What follows belongs to an exercise in optimizing a design on an open flow for a short achievable clock period and few clock cycles; a production flow would make more cautious choices.
Function was checked by simulation only, so behaviour that the tests miss may differ from the original.
The series may have gaps, and a smaller design here may also do less where the tests do not look.
Power figures rest on the tool's default switching activity, not on a simulated workload.

[design/flow/run.sh]
#!/bin/bash
# synth_recipe.tcl (not shown) runs the flow's synth.tcl, then flattens the netlist and writes it again
# the make line also repeats each setting of config.mk as NAME=value (left out here)
make -C /OpenROAD-flow-scripts/flow DESIGN_CONFIG=/design/flow/config.mk WORK_HOME=/design/flow/orfs CLKGATE_MAP_FILE= SYNTH_SCRIPT=/design/flow/synth_recipe.tcl finish
[design/flow/config.mk]
export PLATFORM = sky130hd
export DESIGN_NAME = cpu
export DESIGN_NICKNAME = cpu
export VERILOG_FILES = /design/flow/design.v
export SDC_FILE = /design/flow/constraint.sdc
export NUM_CORES = 4
export LEC_CHECK = 0
export CAP_MARGIN = 20
export CORE_MARGIN = 2
export CORE_UTILIZATION = 35
export SLEW_MARGIN = 20
[design/flow/constraint.sdc]
create_clock -name core_clock -period 17.0 [get_ports {clk}]
set_input_delay 3.4000 -clock core_clock [delete_from_list [all_inputs] [get_ports {clk}]]
set_output_delay 3.4000 -clock core_clock [all_outputs]
set_load 0.01 [all_outputs]
[design/flow/design.v]
module Ula32 (
    input  wire [31:0] A,
    input  wire [31:0] B,
    input  wire [2:0]  Seletor,
    output wire [31:0] S,
    output wire        Overflow,
    output wire        Negativo,
    output wire        z,
    output wire        Igual,
    output wire        Maior,
    output wire        Menor
);
    reg  [31:0] s_temp;
    reg  [31:0] novo_B;
    wire [31:0] soma_temp;
    wire [31:0] carry_temp;
    wire        igual_temp;
    wire        overflow_temp;
    always @(*) begin
        case (Seletor)
            3'b000:  s_temp = A;             
            3'b001:  s_temp = soma_temp;     
            3'b010:  s_temp = soma_temp;     
            3'b011:  s_temp = A & B;         
            3'b110:  s_temp = A ^ B;         
            3'b101:  s_temp = ~A;            
            3'b100:  s_temp = soma_temp;     
            default: s_temp = 32'd0;
        endcase
        case (Seletor)
            3'b001:  novo_B = B;
            3'b100:  novo_B = 32'd1;
            default: novo_B = ~B;
        endcase
    end
    assign S = s_temp;
    assign Negativo = s_temp[31];
    assign z = (s_temp == 32'd0);
    assign soma_temp[0]  = A[0] ^ novo_B[0] ^ Seletor[1];
    assign carry_temp[0] = (Seletor[1] & (A[0] | novo_B[0])) | (A[0] & novo_B[0]);
    genvar k;
    generate
        for (k = 1; k < 32; k = k + 1) begin : g_rc
            assign soma_temp[k]  = A[k] ^ novo_B[k] ^ carry_temp[k-1];
            assign carry_temp[k] = (carry_temp[k-1] & (A[k] | novo_B[k])) | (A[k] & novo_B[k]);
        end
    endgenerate
    assign overflow_temp = carry_temp[31] ^ carry_temp[30];
    assign Overflow = (Seletor == 3'b001 || Seletor == 3'b010 || Seletor == 3'b100) ? overflow_temp : 1'b0;
    assign igual_temp = (soma_temp == 32'd0) ? ~overflow_temp : 1'b0;
    assign Igual = igual_temp;
    assign Maior = ((~soma_temp[31] & ~overflow_temp) | (overflow_temp & ~A[31])) & ~igual_temp;
    assign Menor = (soma_temp[31] & ~overflow_temp) | (overflow_temp & A[31]);
endmodule
module Banco_reg (
    input  wire        Clk,
    input  wire        Reset,
    input  wire        RegWrite,
    input  wire [4:0]  ReadReg1,
    input  wire [4:0]  ReadReg2,
    input  wire [4:0]  WriteReg,
    input  wire [31:0] WriteData,
    output wire [31:0] ReadData1,
    output wire [31:0] ReadData2
);
    reg [31:0] Cluster [1:31];
    integer i;
    assign ReadData1 = (ReadReg1 == 5'd0) ? 32'd0 : Cluster[ReadReg1];
    assign ReadData2 = (ReadReg2 == 5'd0) ? 32'd0 : Cluster[ReadReg2];
    always @(posedge Clk or posedge Reset) begin
        if (Reset) begin
            for (i = 1; i < 32; i = i + 1)
                Cluster[i] <= 32'd0;
        end else if (RegWrite && (WriteReg != 5'd0)) begin
            Cluster[WriteReg] <= WriteData;
        end
    end
endmodule
module Instr_Reg (
    input  wire        Clk,
    input  wire        Reset,
    input  wire        Load_ir,
    input  wire [31:0] Entrada,
    output reg  [5:0]  Instr31_26,
    output reg  [4:0]  Instr25_21,
    output reg  [4:0]  Instr20_16,
    output reg  [15:0] Instr15_0
);
    always @(posedge Clk or posedge Reset) begin
        if (Reset) begin
            Instr31_26 <= 6'd0;
            Instr25_21 <= 5'd0;
            Instr20_16 <= 5'd0;
            Instr15_0  <= 16'd0;
        end else if (Load_ir) begin
            Instr31_26 <= Entrada[31:26];
            Instr25_21 <= Entrada[25:21];
            Instr20_16 <= Entrada[20:16];
            Instr15_0  <= Entrada[15:0];
        end
    end
endmodule
module SingExtend_16x32 (
    input [15:0] in1,
    output [31:0] out
);
    assign out = {{16{in1[15]}}, in1};  
endmodule
module mux_ALUsrc (
    input [31:0] reg_b_data,       
    input [31:0] constant_4,       
    input [31:0] sign_ext_imm,     
    input [31:0] shifted_imm,      
    input [1:0]  sel,              
    output reg [31:0] out
);
    always @(*) begin
        case (sel)
            2'b00:   out = reg_b_data;
            2'b01:   out = constant_4;
            2'b10:   out = sign_ext_imm;
            2'b11:   out = shifted_imm;
            default: out = 32'hxxxxxxxx;  
        endcase
    end
endmodule
module mux_RegDst (
    input [4:0] in1, in2,   
    input sel,         
    output reg [4:0] out  
);
    always @(*) begin
        case (sel)
            1'b0: out = in1;  
            1'b1: out = in2;  
            default: out = 5'b0;  
        endcase
    end
endmodule
module control_unit (
    input wire clk,
    input wire reset,
    input wire [5:0] opcode,
    input wire [5:0] funct,
    input wire mult_done_in,
    input wire div_done_in,
    output reg PCWrite,
    output reg PCWriteCond,
    output reg IorD,
    output reg MemRead,
    output reg MemWrite,
    output reg IRWrite,
    output reg RegWrite,
    output reg [1:0] RegDst,
    output reg ALUSrcA,
    output reg [1:0] ALUSrcB,
    output reg [1:0] PCSource,
    output reg [3:0] ALUOp,
    output reg [2:0] WBDataSrc,
    output reg PCWriteCondNeg, 
    output reg MemAddrSrc,
    output reg MemDataInSrc,
    output reg PCClear,
    output reg RegsClear,
    output reg TempRegWrite,
    output reg MemtoRegA,
    output reg HIWrite,
    output reg LOWrite,
    output reg MultStart,
    output reg DivStart
);
    parameter S_RESET = 0, S_FETCH = 1, S_DECODE = 2, S_EXECUTE = 3, S_MEMORY = 4, S_WRITEBACK = 5;
    reg [2:0] state, next_state;
    localparam OP_RTYPE = 6'b000000;
    localparam OP_ADDI  = 6'b001000;
    localparam OP_LW    = 6'b100011;
    localparam OP_SW    = 6'b101011;
    localparam OP_BEQ   = 6'b000100;
    localparam OP_J     = 6'b000010;
    localparam OP_JAL   = 6'b000011;
    localparam F_ADD    = 6'b100000;
    localparam F_SUB    = 6'b100010;
    localparam F_SLT    = 6'b101010;
    always @(posedge clk or posedge reset) begin
        if (reset) state <= S_RESET;
        else state <= next_state;
    end
    always @(*) begin
        PCWrite=0; PCWriteCond=0; IorD=0; MemRead=0; MemWrite=0; IRWrite=0; RegWrite=0;
        RegDst=2'b00; ALUSrcA=0; ALUSrcB=2'b00; PCSource=2'b00; ALUOp=4'b0000; WBDataSrc=3'b000;
        PCWriteCondNeg=0; MemAddrSrc=0; MemDataInSrc=0; PCClear=0; RegsClear=0; TempRegWrite=0; MemtoRegA=0;
        HIWrite=0; LOWrite=0; MultStart=0; DivStart=0;
        next_state = state;  
        case (state)
            S_RESET: next_state = S_FETCH;
            S_FETCH: begin
                MemRead = 1; IRWrite = 1; PCWrite = 1;
                ALUSrcA = 0; ALUSrcB = 2'b01; ALUOp = 4'b0001;  
                next_state = S_DECODE;
            end
            S_DECODE: begin
                ALUSrcA = 0; ALUSrcB = 2'b11; ALUOp = 4'b0001;
                case (opcode)
                    OP_LW, OP_SW, OP_ADDI, OP_RTYPE, OP_BEQ: next_state = S_EXECUTE;
                    OP_J:     begin PCWrite = 1; PCSource = 2'b10; next_state = S_FETCH; end
                    OP_JAL:   begin RegWrite=1; RegDst=2'b10; WBDataSrc=3'b111; PCWrite=1; PCSource=2'b10; next_state=S_FETCH; end
                    default:  next_state = S_FETCH;  
                endcase
            end
            S_EXECUTE: begin
                case(opcode)
                    OP_LW, OP_SW: begin ALUSrcA=1; ALUSrcB=2'b10; ALUOp=4'b0001; next_state = S_MEMORY; end  
                    OP_RTYPE:     begin ALUSrcA=1; ALUSrcB=2'b00;  
                        case (funct)
                           F_ADD: ALUOp = 4'b0001;
                           F_SUB: ALUOp = 4'b0010;
                           F_SLT: ALUOp = 4'b0010;
                           default: ALUOp = 4'b0000;
                        endcase
                        next_state = S_WRITEBACK;
                    end
                    OP_BEQ:  begin ALUSrcA=1; ALUSrcB=2'b00; ALUOp=4'b0010; PCWriteCond=1; PCSource=2'b01; next_state=S_FETCH; end  
                    OP_ADDI: begin ALUSrcA=1; ALUSrcB=2'b10; ALUOp=4'b0001; next_state = S_WRITEBACK; end  
                    default: next_state = S_FETCH;
                endcase
            end
            S_MEMORY: begin
                IorD = 1;  
                case(opcode)
                    OP_LW: begin MemRead=1; next_state = S_WRITEBACK; end
                    OP_SW: begin MemWrite=1; next_state = S_FETCH; end
                    default: next_state = S_FETCH;  
                endcase
            end
            S_WRITEBACK: begin
                RegWrite = 1;  
                case(opcode)
                    OP_LW:    begin RegDst=2'b00; WBDataSrc=3'b001; end  
                    OP_RTYPE: begin RegDst=2'b01; WBDataSrc=3'b000; if (funct == F_SLT) begin WBDataSrc = 3'b101; ALUSrcA = 1; ALUSrcB = 2'b00; ALUOp = 4'b0010; end end  
                    OP_ADDI:  begin RegDst=2'b00; WBDataSrc=3'b000; end  
                    default: RegWrite = 0;  
                endcase
                next_state = S_FETCH;
            end
            default: next_state = S_FETCH;
        endcase
    end
endmodule
module cpu(
    input  wire        clk,
    input  wire        reset,
    output wire [31:0] mem_addr,
    output wire [31:0] mem_wdata,
    output wire        mem_we,
    input  wire [31:0] mem_rdata
);
    wire        PCWrite, PCWriteCond, PCWriteCondNeg;
    wire        IorD, MemRead, MemWrite, IRWrite, RegWrite;
    wire [1:0]  RegDst;
    wire        ALUSrcA;
    wire [1:0]  ALUSrcB;
    wire [1:0]  PCSource;
    wire [3:0]  ALUOp;
    wire        HIWrite, LOWrite, MultStart, DivStart;
    wire [2:0]  WBDataSrc;
    wire        MemAddrSrc;
    wire        MemDataInSrc;
    wire        PCClear;
    wire        RegsClear;
    wire        TempRegWrite;
    wire        MemtoRegA;
    reg signed [31:0] pc;
    wire signed [31:0] pc_out = pc;
    wire signed [31:0] next_pc;
    wire cond_taken, pc_write_enable;
    reg signed [31:0] reg_a_out, reg_b_out, alu_out_reg, mdr_out;
    wire signed [31:0] mem_data_out, read_data_1, read_data_2, sign_extended_imm, alu_result, alu_result_from_ula;
    wire signed [31:0] write_data_mux_out;
    wire [4:0]  write_reg_mux_out;
    wire        alu_zero, ula_overflow, ula_negativo, ula_igual, ula_maior, ula_menor;
    wire signed [31:0] slt_result;
    wire [5:0]  ir_opcode;
    wire [4:0]  ir_rs, ir_rt, ir_rd, ir_shamt;
    wire [15:0] ir_immediate;
    wire [5:0]  ir_funct;
    wire [25:0] ir_jump_addr;
    always @(posedge clk or posedge reset) begin
        if (reset)
            pc <= 32'h00000000;
        else if (PCClear)
            pc <= 32'h00000000;
        else if (pc_write_enable)
            pc <= next_pc;
    end
    assign next_pc = (PCSource == 2'b00) ? alu_result :
                     (PCSource == 2'b01) ? alu_out_reg :
                     {pc_out[31:28], ir_jump_addr, 2'b00};
    assign cond_taken = (PCWriteCond && alu_zero) || (PCWriteCondNeg && ~alu_zero);
    assign pc_write_enable = PCWrite || cond_taken;
    wire [31:0] mem_address = IorD ? alu_out_reg : pc_out;
    wire [31:0] mem_datain = reg_b_out;   
    assign mem_addr     = mem_address;
    assign mem_wdata    = mem_datain;
    assign mem_we       = MemWrite;
    assign mem_data_out = mem_rdata;
    Instr_Reg ir_unit (.Clk(clk), .Reset(reset), .Load_ir(IRWrite), .Entrada(mem_data_out), .Instr31_26(ir_opcode), .Instr25_21(ir_rs), .Instr20_16(ir_rt), .Instr15_0(ir_immediate));
    assign ir_rd = ir_immediate[15:11];
    assign ir_shamt = ir_immediate[10:6];
    assign ir_funct = ir_immediate[5:0];
    assign ir_jump_addr = {ir_rs, ir_rt, ir_immediate}; 
    always @(posedge clk) begin
        if(reset) begin
            mdr_out <= 32'b0;
            reg_a_out <= 32'b0;
            reg_b_out <= 32'b0;
            alu_out_reg <= 32'b0;
        end else begin
            mdr_out <= mem_data_out;
            reg_a_out <= read_data_1;
            reg_b_out <= read_data_2;
            alu_out_reg <= alu_result;
        end
    end
    assign slt_result = {31'b0, ula_menor};
    mux_RegDst mux_write_reg (.in1(ir_rt), .in2(ir_rd), .sel(RegDst[0]), .out(write_reg_mux_out));
    assign write_data_mux_out = (WBDataSrc == 3'b001) ? mdr_out :
                                (WBDataSrc == 3'b101) ? slt_result :
                                alu_out_reg;
    wire banco_reg_reset = reset || RegsClear;
    Banco_reg banco_registradores (.Clk(clk), .Reset(banco_reg_reset), .RegWrite(RegWrite), .ReadReg1(ir_rs), .ReadReg2(ir_rt), .WriteReg((RegDst == 2'b10) ? 5'd31 : write_reg_mux_out), .WriteData(write_data_mux_out), .ReadData1(read_data_1), .ReadData2(read_data_2));
    SingExtend_16x32 sign_extender (.in1(ir_immediate), .out(sign_extended_imm));
    wire signed [31:0] alu_in_a = ALUSrcA ? reg_a_out : pc_out;   
    wire signed [31:0] alu_in_b;
    mux_ALUsrc alu_src_b_mux (.reg_b_data(reg_b_out), .constant_4(32'd4), .sign_ext_imm(sign_extended_imm), .shifted_imm(sign_extended_imm << 2), .sel(ALUSrcB), .out(alu_in_b));
    Ula32 ula (.A(alu_in_a), .B(alu_in_b), .Seletor(ALUOp[2:0]), .S(alu_result_from_ula), .z(alu_zero), .Overflow(ula_overflow), .Negativo(ula_negativo), .Igual(ula_igual), .Maior(ula_maior), .Menor(ula_menor));
    assign alu_result = alu_result_from_ula;   
    control_unit FSM (
        .clk(clk), .reset(reset), .opcode(ir_opcode), .funct(ir_funct),
        .mult_done_in(1'b0), .div_done_in(1'b0),
        .PCWrite(PCWrite), .PCWriteCond(PCWriteCond), .PCWriteCondNeg(PCWriteCondNeg),
        .IorD(IorD), .MemRead(MemRead), .MemWrite(MemWrite), .IRWrite(IRWrite),
        .RegWrite(RegWrite), .RegDst(RegDst), .ALUSrcA(ALUSrcA), .ALUSrcB(ALUSrcB),
        .PCSource(PCSource), .ALUOp(ALUOp), .HIWrite(HIWrite), .LOWrite(LOWrite),
        .MultStart(MultStart), .DivStart(DivStart), .WBDataSrc(WBDataSrc),
        .MemAddrSrc(MemAddrSrc), .MemDataInSrc(MemDataInSrc), .PCClear(PCClear),
        .RegsClear(RegsClear), .TempRegWrite(TempRegWrite), .MemtoRegA(MemtoRegA)
    );
endmodule
### The metal 1 layer, run 1

Drawn at 1 px/um. Cells faint in the background.
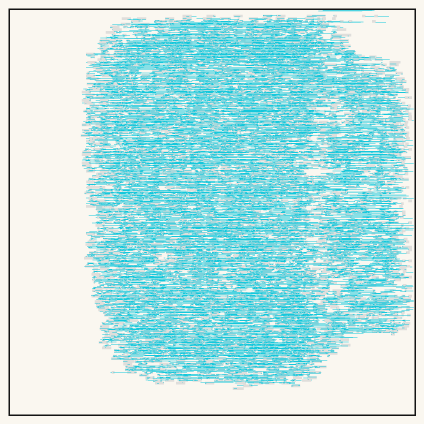
nets with wire on the layer	5,608
main direction	horizontal
met1 GRT Util: 43.8%
Vias: 55,130

### Signal wires on met2, run 1

Drawn at 1 px/um. Cells faint in the background.
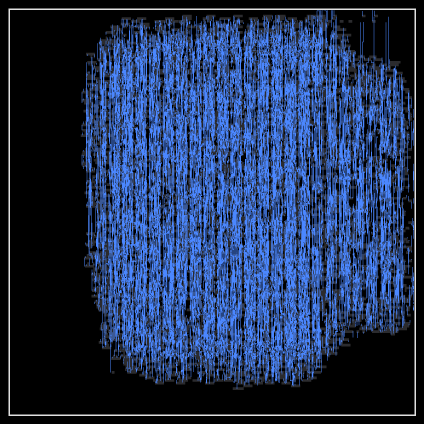
share of all routed wire	39%
nets with wire on the layer	4,589
main direction	vertical

==> reports/metrics.yaml, run 1 <==
status: "finished clean"
max_slew_margin_pct: 10.7
clock_latency_ns: 0.83
setup_tns_ns: 0
synth_top_family_by_area: "compound AO/OA/AOI/OAI gates"
ant_nets: 0
numCtsBuffers: 133
async_flop_share_pct: 89.2
grt_usage_pct: 34.5
peakVddDrop_uv: 113
syn_area_um2: 56100
r2r_cells: 49
drv_slew: 0
setup_slack_ns: 0.530
p_leak_nw: 27.5
rsz0062_at_grt: "no"
synth_most_common_cell: "dfrtp_1"
start_util_pct: 35.4
yosysSeqAreaShare_pct: 51.8
worst_slew_pin_slew_ns: 1.33
synth_fa_ha_area_share_pct: 1.21
place_hpwl_mm: 160
nets: 5930
cpPeakStageDelay_ns: 0.49
worstSetupStartpointType: "register"
whs_path_depth: 1
synthTopCellsByCount: "dfrtp_1 (1,059), nor2_1 (737), a21oi_1 (684), o21ai_0 (572), clkbuf_1 (540)"
cts.hold.buffers_added: 0
synth_compound_area_share_pct: 26.4
via_per_inst: 6.84
timing_hold_violations_final: 0
cp.arrival_ns: 17.15
netlist_instances: 5999
pre_cts_ws_ns: 0.330
synthMuxAreaShare_pct: 2.51
drv_cap: 0
yosysWarnings: 8
power.density_nw_per_um2: 130
n_fill_cell: 15361
grt_max_degree: 165
rows: 146
worst_path_max_delay_cell: "fa_1"
wl_mm: 288
critPathKind: "register to register"
die_area_um2: 164000
drive_gt1_share_pct: 11.3
hold_class: "register to register"
fmax_mhz: 60.7
syn2layout_area_growth_pct: 15.5
clock_skew_ns: 0.0438
placed_area_um2: 59900
netlist.area_leader.share_pct: 47.2
core_area_um2: 159000
path_common_cell: "fa_1"
synth-edff-count: 0
wl_per_cell_um: 35.8
htree_num_levels: 4
drt-initial-drc-count: 10361
post-route-period-util_pct: 96.9
grt_overflow_total: 0
cts_tree: "done"
port_buffers: 98
die_y_um: 404
synthXorXnorAreaFrac_pct: 0.515
synth_top_cell_by_area: "dfrtp_1"
multiInputGateArea_um2: 25600
die_w_um: 404
grt_pass1_wl_mm: 401
yosys.area_share.simple_pct: 13.5
synth_seq_cells: 1187
grt_pass1_vias: 50906
place.gp.congestion: 0.971
dr.pass1.iters: 14
largest_reg_flops: 992
fin_crit_ns: 16.47
synth_top_flop_cell: "dfrtp_1"
top_register: "banco_registradores.Cluster"
root_buffer: "clkbuf_16"
crit_fanout: 31
ys_top_cells_by_area: "dfrtp_1 (47%), a21oi_1 (6.1%), o21ai_0 (5.1%)"
antenna_found_initial: 17
cts.path.max_buffers: 3
required_ns: 17.68
syn_avg_cell_area_um2: 9.36
ys_types: 78
fin_area_um2: 64900
clk_pin_slew_ns: 0.06
drc: 0
endpoint_kind: "register"
syn_nets: 6068
postCtsSetupRepairBufs: 0
setup_viol: 0
numClockSinks: 1187
Testbench counts for the RTL of run 1, summed over its fixed seeds: cycles 60,571.
### Signal wires on met3, run 1

Drawn at 1 px/um.
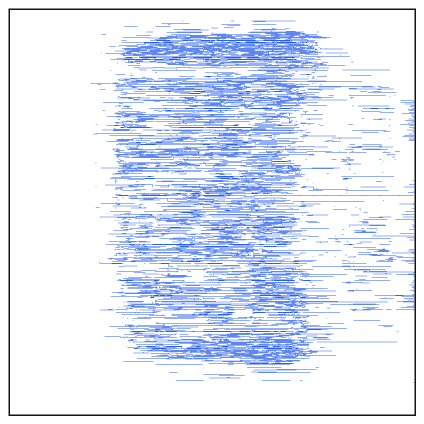
longest straight run	185 um
wire length on this layer	46.1 mm

### The metal 4 layer, run 1

Drawn at 1.5 px/um.
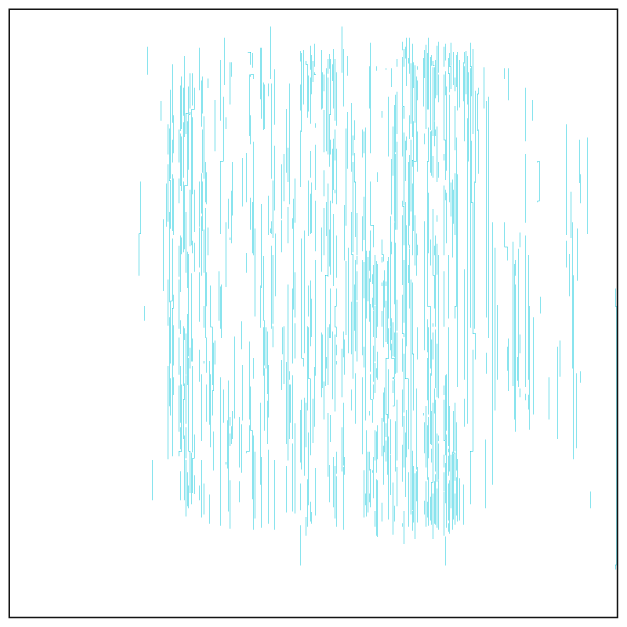
share of all routed wire	8.5%
main direction	vertical
longest straight run	203 um

-- run 1: report_power, final --
part	total [mW]	leakage, nW	switching, mW	internal [mW]
Clock	3.17	2.33	1.29	1.88
Combinational	2.09	9.46	1.46	0.629
Sequential	3.15	15.7	0.165	2.98
Total	8.41	27.5	2.92	5.49
-- run 1: worst paths after layout --
| check | start | endpoint | slack [ns] |
|---|---|---|---|
| setup / recovery | ir_unit.Instr15_0[0] | pc[24] | 0.53 |
| hold / removal | pc[20] | pc[20] | 0.50 |
| setup reg to reg | ir_unit.Instr15_0[0] | pc[24] | 0.53 |
| hold reg to reg | pc[20] | pc[20] | 0.50 |
| max in group asynchronous | reset | banco_registradores.Cluster[11][26] | 10.93 |
| min in group asynchronous | reset | pc[5] | 3.03 |
-- run 1: area by class of cell --
| type | instances | share of cell area [%] |
|---|---|---|
| sequential | 1187 | 44.8 |
| timing repair buffer | 302 | 4.05 |
| clock inverter | 63 | 1.31 |
| clock buffer | 183 | 5.99 |
| inverter | 41 | 0.249 |
| tap | 2072 | 4.00 |
| antenna | 16 | 0.0617 |
| multi-input combinational | 4196 | 39.5 |
-- run 1: logic make-up after synthesis --
kind of cell | after synthesis
fa+ha+maj | 35
buf+inv | 616
compound gates | 2277
mux | 128
xor+xnor | 33
simple gates | 1723
flops | 1187
-- run 1: per-stage QoR --
step / hold WS [ns] / util [%] / power [mW] / instances
6_report: 0.502 / 40.9 / 8.41 / 8060
5_1_grt: 0.521 / 40.8 / 8.60 / 8045
4_1_cts: 0.505 / 40.7 / 8.28 / 8039
3_5_place_dp: 0.494 / 37.7 / 5.16 / 7793
3_3_place_gp: 0.483 / 37.7 / 5.15 / 7793
2_1_floorplan: 0.470 / - / 4.26 / 5999
-- run 1: per-layer routing --
metal	track usage [%]	up-vias	wire (um)
met5	1.10	-	235
met4	21.5	6	24400
met3	15.4	1568	46100
met2	47.4	5068	113000
met1	43.8	26694	104000
li1	-	21794	-
-- run 1: layout by cell type, fill, tap and decap left out, drive strengths merged, types with 8 or more instances in the layout --
cell type / count
a221oi: 244
xnor2: 16
nand2b: 15
nor2b: 38
fa: 32
clkbuf: 183
and2: 19
diode: 16
nor3: 75
inv: 51
a21oi: 685
or3: 9
nand3b: 8
o211ai: 12
clkinv: 28
dfxtp: 128
or3b: 8
nor4: 13
o2111ai: 9
mux2i: 25
and3: 40
nand4: 134
a222oi: 65
nand3: 82
o21ai: 579
nand2: 517
xor2: 17
dfrtp: 1059
a22oi: 371
nor4b: 10
nor2: 737
bufinv: 18
a22o: 251
mux2: 103
or2: 8
buf: 205
clkdlybuf4s50: 97
-- run 1: critical path, delay by kind of cell (launching register included) --
| kind | cells | cell delay (ns) |
|---|---|---|
| adder cells (fa/ha/maj) | 32 | 12.21 |
| AND/OR/NAND/NOR | 5 | 1.53 |
| buffers and inverters | 7 | 1.03 |
| AO/OA/AOI/OAI | 3 | 0.51 |
| flip-flops | 1 | 0.47 |
| multiplexers | 1 | 0.37 |
| XOR/XNOR | 1 | 0.21 |
-- run 1: repair_timing --
| action | CTS | global route |
|---|---|---|
| setup endpoints to repair | 0 | 30 |
| resized for setup | 0 | 8 |
| hold endpoints to repair | 0 | 0 |
## Run 2: files that changed since run 1, shown whole
==> design/flow/design.v <==
module Ula32 (
    input  wire [31:0] A,
    input  wire [31:0] B,
    input  wire [2:0]  Seletor,
    output wire [31:0] S,
    output wire        Overflow,
    output wire        Negativo,
    output wire        z,
    output wire        Igual,
    output wire        Maior,
    output wire        Menor
);
    reg  [31:0] s_temp;
    reg  [31:0] novo_B;
    wire [31:0] soma_temp;
    wire [31:0] carry_temp;
    wire        igual_temp;
    wire        overflow_temp;
    always @(*) begin
        case (Seletor)
            3'b000:  s_temp = A;             
            3'b001:  s_temp = soma_temp;     
            3'b010:  s_temp = soma_temp;     
            3'b011:  s_temp = A & B;         
            3'b110:  s_temp = A ^ B;         
            3'b101:  s_temp = ~A;            
            3'b100:  s_temp = soma_temp;     
            default: s_temp = 32'd0;
        endcase
        case (Seletor)
            3'b001:  novo_B = B;
            3'b100:  novo_B = 32'd1;
            default: novo_B = ~B;
        endcase
    end
    assign S = s_temp;
    assign Negativo = s_temp[31];
    assign z = (s_temp == 32'd0);
    assign soma_temp[0]  = A[0] ^ novo_B[0] ^ Seletor[1];
    assign carry_temp[0] = (Seletor[1] & (A[0] | novo_B[0])) | (A[0] & novo_B[0]);
    genvar k;
    generate
        for (k = 1; k < 32; k = k + 1) begin : g_rc
            assign soma_temp[k]  = A[k] ^ novo_B[k] ^ carry_temp[k-1];
            assign carry_temp[k] = (carry_temp[k-1] & (A[k] | novo_B[k])) | (A[k] & novo_B[k]);
        end
    endgenerate
    assign overflow_temp = carry_temp[31] ^ carry_temp[30];
    assign Overflow = (Seletor == 3'b001 || Seletor == 3'b010 || Seletor == 3'b100) ? overflow_temp : 1'b0;
    assign igual_temp = (soma_temp == 32'd0) ? ~overflow_temp : 1'b0;
    assign Igual = igual_temp;
    assign Maior = ((~soma_temp[31] & ~overflow_temp) | (overflow_temp & ~A[31])) & ~igual_temp;
    assign Menor = (soma_temp[31] & ~overflow_temp) | (overflow_temp & A[31]);
endmodule
module Banco_reg (
    input  wire        Clk,
    input  wire        Reset,
    input  wire        RegWrite,
    input  wire [4:0]  ReadReg1,
    input  wire [4:0]  ReadReg2,
    input  wire [4:0]  WriteReg,
    input  wire [31:0] WriteData,
    output wire [31:0] ReadData1,
    output wire [31:0] ReadData2
);
    reg [31:0] Cluster [1:31];
    integer i;
    assign ReadData1 = (ReadReg1 == 5'd0) ? 32'd0 : Cluster[ReadReg1];
    assign ReadData2 = (ReadReg2 == 5'd0) ? 32'd0 : Cluster[ReadReg2];
    always @(posedge Clk or posedge Reset) begin
        if (Reset) begin
            for (i = 1; i < 32; i = i + 1)
                Cluster[i] <= 32'd0;
        end else if (RegWrite && (WriteReg != 5'd0)) begin
            Cluster[WriteReg] <= WriteData;
        end
    end
endmodule
module Instr_Reg (
    input  wire        Clk,
    input  wire        Reset,
    input  wire        Load_ir,
    input  wire [31:0] Entrada,
    output reg  [5:0]  Instr31_26,
    output reg  [4:0]  Instr25_21,
    output reg  [4:0]  Instr20_16,
    output reg  [15:0] Instr15_0
);
    always @(posedge Clk or posedge Reset) begin
        if (Reset) begin
            Instr31_26 <= 6'd0;
            Instr25_21 <= 5'd0;
            Instr20_16 <= 5'd0;
            Instr15_0  <= 16'd0;
        end else if (Load_ir) begin
            Instr31_26 <= Entrada[31:26];
            Instr25_21 <= Entrada[25:21];
            Instr20_16 <= Entrada[20:16];
            Instr15_0  <= Entrada[15:0];
        end
    end
endmodule
module SingExtend_16x32 (
    input [15:0] in1,
    output [31:0] out
);
    assign out = {{16{in1[15]}}, in1};  
endmodule
module mux_ALUsrc (
    input [31:0] reg_b_data,       
    input [31:0] constant_4,       
    input [31:0] sign_ext_imm,     
    input [31:0] shifted_imm,      
    input [1:0]  sel,              
    output reg [31:0] out
);
    always @(*) begin
        case (sel)
            2'b00:   out = reg_b_data;
            2'b01:   out = constant_4;
            2'b10:   out = sign_ext_imm;
            2'b11:   out = shifted_imm;
            default: out = 32'hxxxxxxxx;  
        endcase
    end
endmodule
module mux_RegDst (
    input [4:0] in1, in2,   
    input sel,         
    output reg [4:0] out  
);
    always @(*) begin
        case (sel)
            1'b0: out = in1;  
            1'b1: out = in2;  
            default: out = 5'b0;  
        endcase
    end
endmodule
module control_unit (
    input wire clk,
    input wire reset,
    input wire [5:0] opcode,
    input wire [5:0] funct,
    input wire mult_done_in,
    input wire div_done_in,
    output reg PCWrite,
    output reg PCWriteCond,
    output reg IorD,
    output reg MemRead,
    output reg MemWrite,
    output reg IRWrite,
    output reg RegWrite,
    output reg [1:0] RegDst,
    output reg ALUSrcA,
    output reg [1:0] ALUSrcB,
    output reg [1:0] PCSource,
    output reg [3:0] ALUOp,
    output reg [2:0] WBDataSrc,
    output reg PCWriteCondNeg, 
    output reg MemAddrSrc,
    output reg MemDataInSrc,
    output reg PCClear,
    output reg RegsClear,
    output reg TempRegWrite,
    output reg MemtoRegA,
    output reg HIWrite,
    output reg LOWrite,
    output reg MultStart,
    output reg DivStart
);
    parameter S_RESET = 0, S_FETCH = 1, S_DECODE = 2, S_EXECUTE = 3, S_MEMORY = 4, S_WRITEBACK = 5;
    reg [2:0] state, next_state;
    localparam OP_RTYPE = 6'b000000;
    localparam OP_ADDI  = 6'b001000;
    localparam OP_LW    = 6'b100011;
    localparam OP_SW    = 6'b101011;
    localparam OP_BEQ   = 6'b000100;
    localparam OP_J     = 6'b000010;
    localparam OP_JAL   = 6'b000011;
    localparam F_ADD    = 6'b100000;
    localparam F_SUB    = 6'b100010;
    localparam F_SLT    = 6'b101010;
    always @(posedge clk or posedge reset) begin
        if (reset) state <= S_RESET;
        else state <= next_state;
    end
    always @(*) begin
        PCWrite=0; PCWriteCond=0; IorD=0; MemRead=0; MemWrite=0; IRWrite=0; RegWrite=0;
        RegDst=2'b00; ALUSrcA=0; ALUSrcB=2'b00; PCSource=2'b00; ALUOp=4'b0000; WBDataSrc=3'b000;
        PCWriteCondNeg=0; MemAddrSrc=0; MemDataInSrc=0; PCClear=0; RegsClear=0; TempRegWrite=0; MemtoRegA=0;
        HIWrite=0; LOWrite=0; MultStart=0; DivStart=0;
        next_state = state;  
        case (state)
            S_RESET: next_state = S_FETCH;
            S_FETCH: begin
                MemRead = 1; IRWrite = 1; PCWrite = 1;
                ALUSrcA = 0; ALUSrcB = 2'b01; ALUOp = 4'b0001;  
                next_state = S_DECODE;
            end
            S_DECODE: begin
                ALUSrcA = 0; ALUSrcB = 2'b11; ALUOp = 4'b0001;
                case (opcode)
                    OP_LW, OP_SW, OP_ADDI, OP_RTYPE, OP_BEQ: next_state = S_EXECUTE;
                    OP_J:     begin PCWrite = 1; PCSource = 2'b10; next_state = S_FETCH; end
                    OP_JAL:   begin RegWrite=1; RegDst=2'b10; WBDataSrc=3'b111; PCWrite=1; PCSource=2'b10; next_state=S_FETCH; end
                    default:  next_state = S_FETCH;  
                endcase
            end
            S_EXECUTE: begin
                case(opcode)
                    OP_LW, OP_SW: begin ALUSrcA=1; ALUSrcB=2'b10; ALUOp=4'b0001; next_state = S_MEMORY; end  
                    OP_RTYPE:     begin ALUSrcA=1; ALUSrcB=2'b00;  
                        case (funct)
                           F_ADD: ALUOp = 4'b0001;
                           F_SUB: ALUOp = 4'b0010;
                           F_SLT: ALUOp = 4'b0010;
                           default: ALUOp = 4'b0000;
                        endcase
                        next_state = S_WRITEBACK;
                    end
                    OP_BEQ:  begin ALUSrcA=1; ALUSrcB=2'b00; ALUOp=4'b0010; PCWriteCond=1; PCSource=2'b01; next_state=S_FETCH; end  
                    OP_ADDI: begin ALUSrcA=1; ALUSrcB=2'b10; ALUOp=4'b0001; next_state = S_WRITEBACK; end  
                    default: next_state = S_FETCH;
                endcase
            end
            S_MEMORY: begin
                IorD = 1;  
                case(opcode)
                    OP_LW: begin MemRead=1; next_state = S_WRITEBACK; end
                    OP_SW: begin MemWrite=1; next_state = S_FETCH; end
                    default: next_state = S_FETCH;  
                endcase
            end
            S_WRITEBACK: begin
                RegWrite = 1;  
                case(opcode)
                    OP_LW:    begin RegDst=2'b00; WBDataSrc=3'b001; end  
                    OP_RTYPE: begin RegDst=2'b01; WBDataSrc=3'b000; if (funct == F_SLT) begin WBDataSrc = 3'b101; ALUSrcA = 1; ALUSrcB = 2'b00; ALUOp = 4'b0010; end end  
                    OP_ADDI:  begin RegDst=2'b00; WBDataSrc=3'b000; end  
                    default: RegWrite = 0;  
                endcase
                next_state = S_FETCH;
            end
            default: next_state = S_FETCH;
        endcase
    end
endmodule
module cpu(
    input  wire        clk,
    input  wire        reset,
    output wire [31:0] mem_addr,
    output wire [31:0] mem_wdata,
    output wire        mem_we,
    input  wire [31:0] mem_rdata
);
    localparam OP_R = 6'h00, OP_ADDI = 6'h08, OP_LW = 6'h23, OP_SW = 6'h2B,
               OP_BEQ = 6'h04, OP_J = 6'h02, OP_JAL = 6'h03;
    localparam F_ADD = 6'h20, F_SUB = 6'h22, F_SLT = 6'h2A;
    reg  [31:0] addr_q;        
    reg         mcyc;          
    reg         we_q;
    reg  [31:0] wdata_q;
    reg  [31:0] nfpc;          
    reg         m_ld;          
    reg  [31:1] m_oh;          
    reg  [15:0] x_imm;
    reg  [31:0] x_pcp4;        
    reg  [31:1] x_rs, x_rt;    
    reg  [31:1] x_wr;          
    reg         x_sub, x_slt, x_imm_b, x_jal, x_lw, x_sw, x_beq;
    reg  [31:0] R [1:31];
    reg  [31:0] A, B;
    integer i;
    always @(*) begin
        A = 32'd0; B = 32'd0;
        for (i = 1; i < 32; i = i + 1) begin
            A = A | (R[i] & {32{x_rs[i]}});
            B = B | (R[i] & {32{x_rt[i]}});
        end
    end
    wire [31:0] sext = {{16{x_imm[15]}}, x_imm};
    wire [31:0] opb  = x_imm_b ? sext : (x_sub ? ~B : B);
    wire [31:0] sum  = A + opb + {31'd0, x_sub};
    wire        lt   = (A[31] ^ B[31]) ? A[31] : sum[31];
    wire [31:0] res  = x_jal ? x_pcp4 : (x_slt ? {31'd0, lt} : sum);
    wire        eq   = (A == B);
    wire        taken = x_beq & eq;
    wire [31:0] btarget = x_pcp4 + {sext[29:0], 2'b00};
    wire        x_mem = x_lw | x_sw;
    wire [31:0] fi = mem_rdata;
    wire [5:0]  f_op = fi[31:26];
    wire [5:0]  f_fn = fi[5:0];
    wire        f_r    = (f_op == OP_R);
    wire        f_add  = f_r & (f_fn == F_ADD);
    wire        f_sub  = f_r & (f_fn == F_SUB);
    wire        f_slt  = f_r & (f_fn == F_SLT);
    wire        f_addi = (f_op == OP_ADDI);
    wire        f_lw   = (f_op == OP_LW);
    wire        f_sw   = (f_op == OP_SW);
    wire        f_beq  = (f_op == OP_BEQ);
    wire        f_j    = (f_op == OP_J);
    wire        f_jal  = (f_op == OP_JAL);
    wire [31:0] pcf4   = addr_q + 32'd4;
    wire [31:0] jtarget = {pcf4[31:28], fi[25:0], 2'b00};
    reg  [31:1] f_rs, f_rt, f_wr;
    integer k;
    always @(*) begin
        for (k = 1; k < 32; k = k + 1) begin
            f_rs[k] = (fi[25:21] == k);
            f_rt[k] = (fi[20:16] == k);
            f_wr[k] = ((f_add | f_sub | f_slt) & (fi[15:11] == k)) |
                      ((f_addi | f_lw) & (fi[20:16] == k)) |
                      (f_jal & (k == 31));
        end
    end
    always @(posedge clk or posedge reset) begin
        if (reset) begin
            addr_q <= 32'd0;
            mcyc   <= 1'b0;
            we_q   <= 1'b0;
            m_ld   <= 1'b0;
            x_wr   <= 31'd0;
            x_jal  <= 1'b0; x_lw <= 1'b0; x_sw <= 1'b0; x_beq <= 1'b0;
        end else if (mcyc) begin
            addr_q <= nfpc;
            mcyc   <= 1'b0;
            we_q   <= 1'b0;
            m_ld   <= 1'b0;
        end else begin
            if (x_mem) begin
                addr_q <= sum;
                mcyc   <= 1'b1;
                we_q   <= x_sw;
                m_ld   <= x_lw;
                nfpc   <= (f_j | f_jal) ? jtarget : pcf4;
            end else if (taken) begin
                addr_q <= btarget;
            end else begin
                addr_q <= (f_j | f_jal) ? jtarget : pcf4;
            end
            if (taken) begin
                x_wr  <= 31'd0;
                x_jal <= 1'b0; x_lw <= 1'b0; x_sw <= 1'b0; x_beq <= 1'b0;
            end else begin
                x_wr  <= f_wr;
                x_jal <= f_jal; x_lw <= f_lw; x_sw <= f_sw; x_beq <= f_beq;
            end
        end
    end
    always @(posedge clk) begin
        if (!mcyc) begin
            if (x_mem) begin
                wdata_q <= B;
                m_oh    <= x_wr;
            end
            x_imm   <= fi[15:0];
            x_pcp4  <= pcf4;
            x_rs    <= f_rs;
            x_rt    <= f_rt;
            x_sub   <= f_sub | f_slt;
            x_slt   <= f_slt;
            x_imm_b <= f_addi | f_lw | f_sw;
        end
    end
    wire [31:0] wd = mcyc ? mem_rdata : res;
    integer r;
    always @(posedge clk or posedge reset) begin
        if (reset) begin
            for (r = 1; r < 32; r = r + 1) R[r] <= 32'd0;
        end else begin
            for (r = 1; r < 32; r = r + 1)
                if (mcyc ? (m_ld & m_oh[r]) : (x_wr[r] & ~x_mem))
                    R[r] <= wd;
        end
    end
    assign mem_addr  = addr_q;
    assign mem_wdata = wdata_q;
    assign mem_we    = we_q;
endmodule
### The worst timing path, run 2

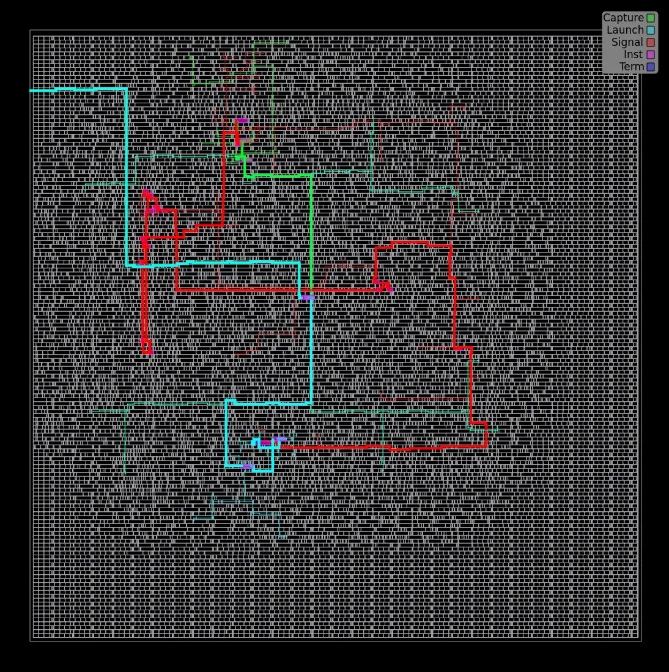
final worst slack: 10.22 ns
setup_tns: 0 ns
Util after Layout: 40.1%
fin crit period: 6.78 ns

### Signal wires on met2, run 2

Drawn at 1 px/um. Cells faint in the background.
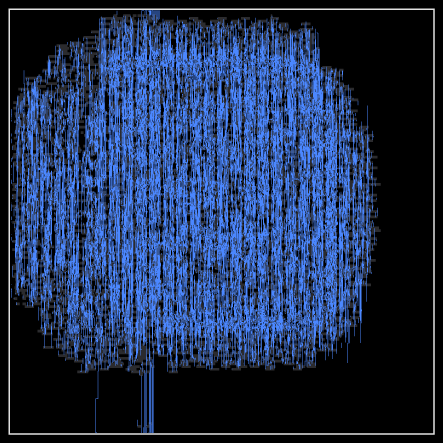
Vias: 56,966
met2 usage: 44.1%
Total Routed Length: 293 mm

==> reports/metrics.yaml, run 2 <==
nets: 6102  # +2.9%
clk_pin_slew_ns: 0.06  # about the same
drt-initial-drc-count: 10266  # -0.92%
antenna_found_initial: 12  # -5
worstSetupStartpointType: "register"
die_y_um: 423  # +4.6%
fin_area_um2: 69900  # +7.8%
drv_slew: 0  # unchanged
post-route-period-util_pct: 39.9  # -57 points
syn2layout_area_growth_pct: 13.6
die_area_um2: 179000  # +9.4%
final_common_cell: "dfrtp_1"
largest_reg_flops: 992  # unchanged
yosysWarnings: 2  # -6
synth_seq_cells: 1270  # +7.0%
start_util_pct: 35.3  # -0.063 points
rows: 153  # +4.8%
syn_area_um2: 61500  # +9.5%
grt_pass1_vias: 53658  # +5.4%
clock_skew_ns: 0.0448  # +0.000990 ns
place_hpwl_mm: 171  # +6.7%
numClockSinks: 1270  # +7.0%
drv_cap: 0  # unchanged
syn_avg_cell_area_um2: 10.0  # +7.2%
worst_slew_pin_slew_ns: 1.29  # -0.0342 ns
numCtsBuffers: 141  # +6.0%
root_buffer: "clkbuf_16"
postCtsSetupRepairBufs: 0  # unchanged
clock_latency_ns: 0.80  # -0.03 ns
netlist_instances: 6128  # +2.2%
dp_cells: 8182  # +5.0%
endpoint_kind: "register"
dr.pass1.iters: 17  # +3
status: "finished clean"
max_slew_margin_pct: 13.7  # +3.0 points
required_ns: 17.67  # about the same
critPathKind: "register to register"
setup_viol: 0  # unchanged
cts.hold.buffers_added: 0  # unchanged
ant_nets: 0  # unchanged
place.gp.congestion: 0.967  # -0.38%
final_cell_mix: "dfrtp_1 (1,061), nand2_1 (935), o21ai_0 (907), a22oi_1 (749), mux2_2 (210)"
rsz0062_at_grt: "no"
synth_top_cell_by_area: "dfrtp_1"
cp.arrival_ns: 7.45  # -9.70 ns
cts_tree: "done"
drc: 0  # unchanged
cts_resized: 0  # unchanged
top_register: "R"
grt_overflow_total: 0  # unchanged
timing_hold_violations_final: 0  # unchanged
wl_per_cell_um: 34.7  # -2.9%
peakVddDrop_uv: 76.1  # -33%
placed_area_um2: 65100  # +8.6%
grt_pass1_wl_mm: 409  # +1.8%
cts.path.max_buffers: 3  # unchanged
fin_cells: 8447  # +4.8%
ioPinCount: 99
grt_usage_pct: 31.8  # -2.7 points
synth-edff-count: 208  # +208
ys_types: 77  # -1.3%
total_power_mw: 7.80  # -7.2%
drive_gt1_share_pct: 11.9  # +0.53 points
power.density_nw_per_um2: 112  # -14%
netlist.area_leader.share_pct: 43.2  # -4.0 points
grt_max_degree: 182  # +10%
core_area_um2: 174000  # +9.7%
port_buffers: 98  # unchanged
fmax_mhz: 148  # +140%
hold_class: "register to register"
via_per_inst: 6.74  # -1.4%
synth_most_common_cell: "dfrtp_1"
p_leak_nw: 29.2  # +6.3%
pre_cts_ws_ns: 9.66  # +9.33 ns
htree_num_levels: 4  # unchanged
synthTopCellsByCount: "dfrtp_1 (1,062), nand2_1 (935), o21ai_0 (932), a22oi_1 (780), clkbuf_1 (528)"
async_flop_share_pct: 83.6  # -5.6 points
crit_fanout: 31  # unchanged
syn_nets: 6225  # +2.6%
die_w_um: 423  # +4.6%
yosysSeqAreaShare_pct: 53.4  # +1.6 points
synth_top_flop_cell: "dfrtp_1"
ys_top_cells_by_area: "dfrtp_1 (43%), edfxtp_1 (10%), a22oi_1 (9.5%)"
Testbench counts for the RTL of run 2, summed over its fixed seeds: cycles 22,151.
### Signal wires on met3, run 2

Drawn at 1 px/um.
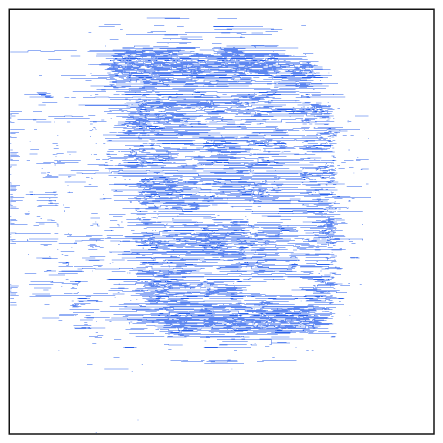
share of all routed wire	15%
main direction	horizontal
wire length on this layer	45.3 mm
longest straight run	222 um
nets with wire on the layer	812

-- run 2: metrics by stage --
| step | hold WS [ns] | utilization (%) | setup TNS [ns] |
|---|---|---|---|
| finish | 0.464 | 40.1 | 0 |
| global route | 0.488 | 40.1 | 0 |
| CTS | 0.466 | 40.0 | 0 |
| detailed placement | 0.444 | 37.3 | 0 |
| global placement | 0.444 | 37.3 | 0 |
| floorplan | 0.423 | - | -1110.28 |
-- run 2: final cells by class --
class                   count  area [um2]
well taps                2325        2910
diodes                     12        30.0
flip-flops and latches   1270       32800
clock buffers             204        4100
repair buffers            313        2700
multi-input cells        4247       26600
inverters                  32         130
clock inverters            44         556
fillers                 16950      104000
-- run 2: cells by family (layout without fill, tap and decap cells) --
logic type | count (synthesis) | after routing | synth area share (%)
multiplexers | 235 | 235 | 4.25
AND/OR/NAND/NOR | 1606 | 1606 | 11.7
XOR/XNOR | 135 | 135 | 1.92
adder cells (fa/ha/maj) | 63 | 63 | 1.32
flip-flops | 1270 | 1270 | 53.4
other | 0 | 12 | 0
AO/OA/AOI/OAI | 2208 | 2208 | 23.6
buffers and inverters | 611 | 593 | 3.84
-- run 2: critical path: stages (launching register included) --
cell       delay [ns]
edfxtp_1         0.78
buf_4            0.49
a22o_1           0.27
a221oi_1         0.20
nand3_1          0.10
or4_1            0.84
xnor2_1          0.25
o21ai_0          0.10
ha_1             0.34
o21a_1           0.18
o32ai_1          0.13
a2111oi_2        0.71
a211o_1          0.28
o22ai_1          0.20
a21o_1           0.26
o31ai_1          0.37
nor4_1           0.08
o32a_2           0.64
mux2_2           0.37
-- run 2: final timing paths --
kind | startpoint | endpoint | slack, ns | cells past startpoint
max | x_rt[20] | R[23][0] | 10.22 | 18
min | nfpc[24] | addr_q[24] | 0.46 | 2
max reg2reg | x_rt[20] | R[23][0] | 10.22 | 18
min reg2reg | nfpc[24] | addr_q[24] | 0.46 | 2
max in group asynchronous | reset | R[17][27] | 10.66 | 6
min in group asynchronous | reset | addr_q[10] | 3.33 | 3
-- run 2: power by group --
part,switching [mW],internal (mW)
clock,1.31,1.84
combinational,0.834,0.373
sequential,0.172,3.28
total,2.31,5.49
-- run 2: layer usage --
metal	GRT usage (%)	vias to the layer above	wire length [um]
li1	-	22614	-
met1	39.5	27665	106000
met2	44.1	4961	116000
met3	14.3	1700	45300
met4	20.7	26	25900
met5	1.26	-	509

==> separate check: timing with driven ports <==
Ports are ideal in the flow. The routed layouts listed here were re-timed in OpenROAD. Step 1: set_driving_cell puts a clkbuf_16 on clk and a buf_2 on each other input, an assumption about the parent block. Step 2 also shifts input and output timing later by t, the mid clock arrival at the registers, as if the neighbouring blocks saw the same clock. Slacks: ideal / step 1 / step 2; pairs: ideal / step 1.
| run | shift t [ns] | setup slack, ns | hold WS [ns] | worst data-port slew with drivers (ns) |
|---|---|---|---|---|
| run 1 | 0.885 | 0.530 / 0.530 / 0.530 | 0.502 / 0.502 / 0.502 | 0.08 |
| run 2 | 0.865 | 10.223 / 10.223 / 9.862 | 0.464 / 0.464 / 0.464 | 0.11 |
After both steps every run listed still meets setup and hold. The setup slack of run 2, which loses most, moves by 0.000 ns with the drivers and by -0.361 ns with both steps. The worst setup slack also covers recovery checks on asynchronous resets.
